What follows belongs to an exercise in optimizing a design on an open flow for small area and few clock cycles; a production flow would make more cautious choices.
In this exercise RTL edits were held to simulation tests only and were not proved equivalent to the original.

==> flow/design.v, too long to show whole: its modules and the start of the top module <==
// module e203_biu: 615 lines
// module e203_clk_ctrl: 72 lines
// module e203_clkgate: 8 lines
// module e203_core: 605 lines
// module e203_cpu: 506 lines
// module e203_dtcm_ctrl: 209 lines
// module e203_extend_csr: 13 lines
// module e203_exu: 655 lines
// module e203_exu_alu: 560 lines
// module e203_exu_alu_bjp: 64 lines
// module e203_exu_alu_csrctrl: 65 lines
// module e203_exu_alu_dpath: 339 lines
// module e203_exu_alu_lsuagu: 200 lines
// module e203_exu_alu_muldiv: 315 lines
// module e203_exu_alu_rglr: 59 lines
// module e203_exu_branchslv: 62 lines
// module e203_exu_commit: 218 lines
// module e203_exu_csr: 368 lines
// module e203_exu_decode: 435 lines
// module e203_exu_disp: 125 lines
// module e203_exu_excp: 282 lines
// module e203_exu_longpwbck: 88 lines
// module e203_exu_oitf: 105 lines
// module e203_exu_regfile: 32 lines
// module e203_exu_wbck: 42 lines
// module e203_ifu: 141 lines
// module e203_ifu_ifetch: 283 lines
// module e203_ifu_ift2icb: 126 lines
// module e203_ifu_litebpu: 44 lines
// module e203_ifu_minidec: 57 lines
// module e203_irq_sync: 61 lines
// module e203_itcm_ctrl: 249 lines
// module e203_lsu: 174 lines
// module e203_lsu_ctrl: 481 lines
// module e203_reset_ctrl: 42 lines
// module e203_tcm_cpu: 175 lines
// module sirv_1cyc_sram_ctrl: 60 lines
// module sirv_gnrl_pipe_stage: 43 lines
// module sirv_gnrl_sync: 23 lines
// module sirv_gnrl_cdc_rx: 45 lines
// module sirv_gnrl_cdc_tx: 45 lines
// module sirv_gnrl_bypbuf: 41 lines
// module sirv_gnrl_fifo: 97 lines
// module sirv_gnrl_dfflrs: 19 lines
// module sirv_gnrl_dfflr: 19 lines
// module sirv_gnrl_dffl: 16 lines
// module sirv_gnrl_dffrs: 18 lines
// module sirv_gnrl_dffr: 18 lines
// module sirv_gnrl_ltch: 15 lines
// module sirv_gnrl_icb_arbt: 261 lines
// module sirv_gnrl_icb_buffer: 124 lines
// module sirv_gnrl_icb_n2w: 118 lines
// module sirv_gnrl_icb_splt: 284 lines
// module sirv_gnrl_icb2axi: 217 lines
// module sirv_gnrl_icb32towishb8: 54 lines
// module sirv_gnrl_icb2apb: 55 lines
// module sirv_gnrl_axi_buffer: 221 lines
// module sirv_sram_icb_ctrl: 106 lines
module e203_tcm_cpu (
  input                          clk,
  input                          rst_n,
  output                         itcm_ram_cs,
  output                         itcm_ram_we,
  output [(16-2)-1:0] itcm_ram_addr,
  output [4-1:0] itcm_ram_wem,
  output [32-1:0] itcm_ram_din,
  input  [32-1:0] itcm_ram_dout,
  output                         dtcm_ram_cs,
  output                         dtcm_ram_we,
  output [(16-2)-1:0] dtcm_ram_addr,
  output [4-1:0] dtcm_ram_wem,
  output [32-1:0] dtcm_ram_din,
  input  [32-1:0] dtcm_ram_dout,
  output                         mem_icb_cmd_valid,
  input                          mem_icb_cmd_ready,
  output [32-1:0]   mem_icb_cmd_addr,
  output                         mem_icb_cmd_read,
  output [32-1:0]        mem_icb_cmd_wdata,
  output [32/8-1:0]      mem_icb_cmd_wmask,
  input                          mem_icb_rsp_valid,
  output                         mem_icb_rsp_ready,
  input                          mem_icb_rsp_err,
  input  [32-1:0]        mem_icb_rsp_rdata
);
  // ...
==> flow/run.sh <==
#!/bin/bash
# synth_recipe.tcl (not shown) runs the flow's synth.tcl, then flattens the netlist and writes it again
# the make line also repeats each setting of config.mk as NAME=value (left out here)
make -C /OpenROAD-flow-scripts/flow DESIGN_CONFIG=/design/flow/config.mk WORK_HOME=/design/flow/orfs CLKGATE_MAP_FILE= SYNTH_SCRIPT=/design/flow/synth_recipe.tcl finish
==> flow/config.mk <==
export PLATFORM = sky130hd
export DESIGN_NAME = e203_tcm_cpu
export DESIGN_NICKNAME = e203_tcm_cpu
export VERILOG_FILES = /design/flow/design.v
export SDC_FILE = /design/flow/constraint.sdc
export NUM_CORES = 8
export LEC_CHECK = 0
export CAP_MARGIN = 30
export CORE_MARGIN = 2
export CORE_UTILIZATION = 30
export SETUP_SLACK_MARGIN = 1.0
export SLEW_MARGIN = 30
==> flow/constraint.sdc <==
create_clock -name core_clock -period 18.0 [get_ports {clk}]
set_input_delay 3.6000 -clock core_clock [delete_from_list [all_inputs] [get_ports {clk}]]
set_output_delay 3.6000 -clock core_clock [all_outputs]
set_load 0.01 [all_outputs]
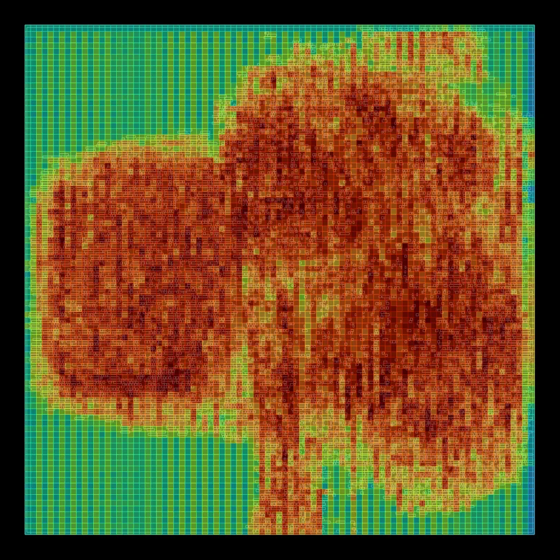
Figure 1: congestion heat map.
Tot GR Track Use: 0.386
GR peak layer: met2

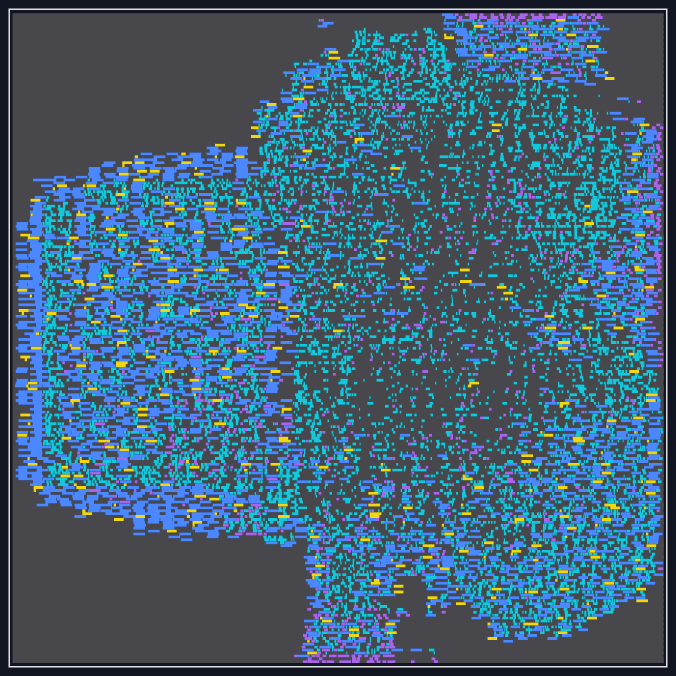
Figure 2: placed cells, one colour a class.
Fill, decap, tap and diode cells in grey.
| colour | class | cells | share of their area |
|---|---|---|---|
| cyan | combinational and other logic | 8832 | 45% |
| blue | sequential cells | 1842 | 42% |
| yellow | clock drivers and dummy loads | 399 | 5.8% |
| purple | remaining buffers and delay cells | 1046 | 7.2% |

==> reports/metrics.cfg <==
[outcome]
status = complete, no violations

[placed_design]
dp_cells = 16668
dp_hpwl_um = 546000

[synthesis]
synth_edf_count = 1413
synthAdderAreaFrac = 0.0122
syn_area_sq_mm = 0.112
yosys-top-cells-area = edfxtp_1 38%, dfrtp_1 9.5%, nand2_1 4.2%

[sta]
setup_viol = 0
postLayoutSetupSlackWorst_ps = 957

[finish]
post-route-util = 0.356
nNetsFinal = 12144
nonClockBufferCount = 1046
seq-cell-share = 0.401
final_common_cell = edfxtp_1

[setup_path]
path_max_fanout = 33
worstPathArrival_ps = 13440

[floorplan]
die_width_um = 615
die_h_um = 615
fp.dieArea_sq_mm = 0.378
io_pins = 276

[routing]
ant_nets = 0
wl_met1_um = 269000
vias = 118600
routed.top_layer = met5
drtIter0Drc = 23218

[global_route]
grt_use_met3 = 0.163

Testbench counts, summed over its fixed seeds: cycles 1,054,202.

static timing again, ports no longer ideal:
The flow's constraints put no driver on any port. The routed layout listed below was extracted and timed again, unchanged, in two steps.
Step 1 sets driving cells, clkbuf_16 on the clock port and buf_2 on the other inputs (assumed; they add their load-dependent delay and slew).
Step 2, shift: input delay + t, output delay - t, t = (earliest + latest rising clock arrival at the registers) / 2. This alone moves slack from input paths to output paths.
Slacks: ideal ports / drivers / drivers and shift; pairs: ideal ports / drivers.
t, ns: 1.071
setup WS [ns]: 0.957 / 0.847 / 1.375
clock arrival spread, ns: 0.099 / 0.099
After both steps this run still meets setup and hold. The setup slack of this run moves by -0.110 ns with the drivers and by +0.418 ns with both steps.
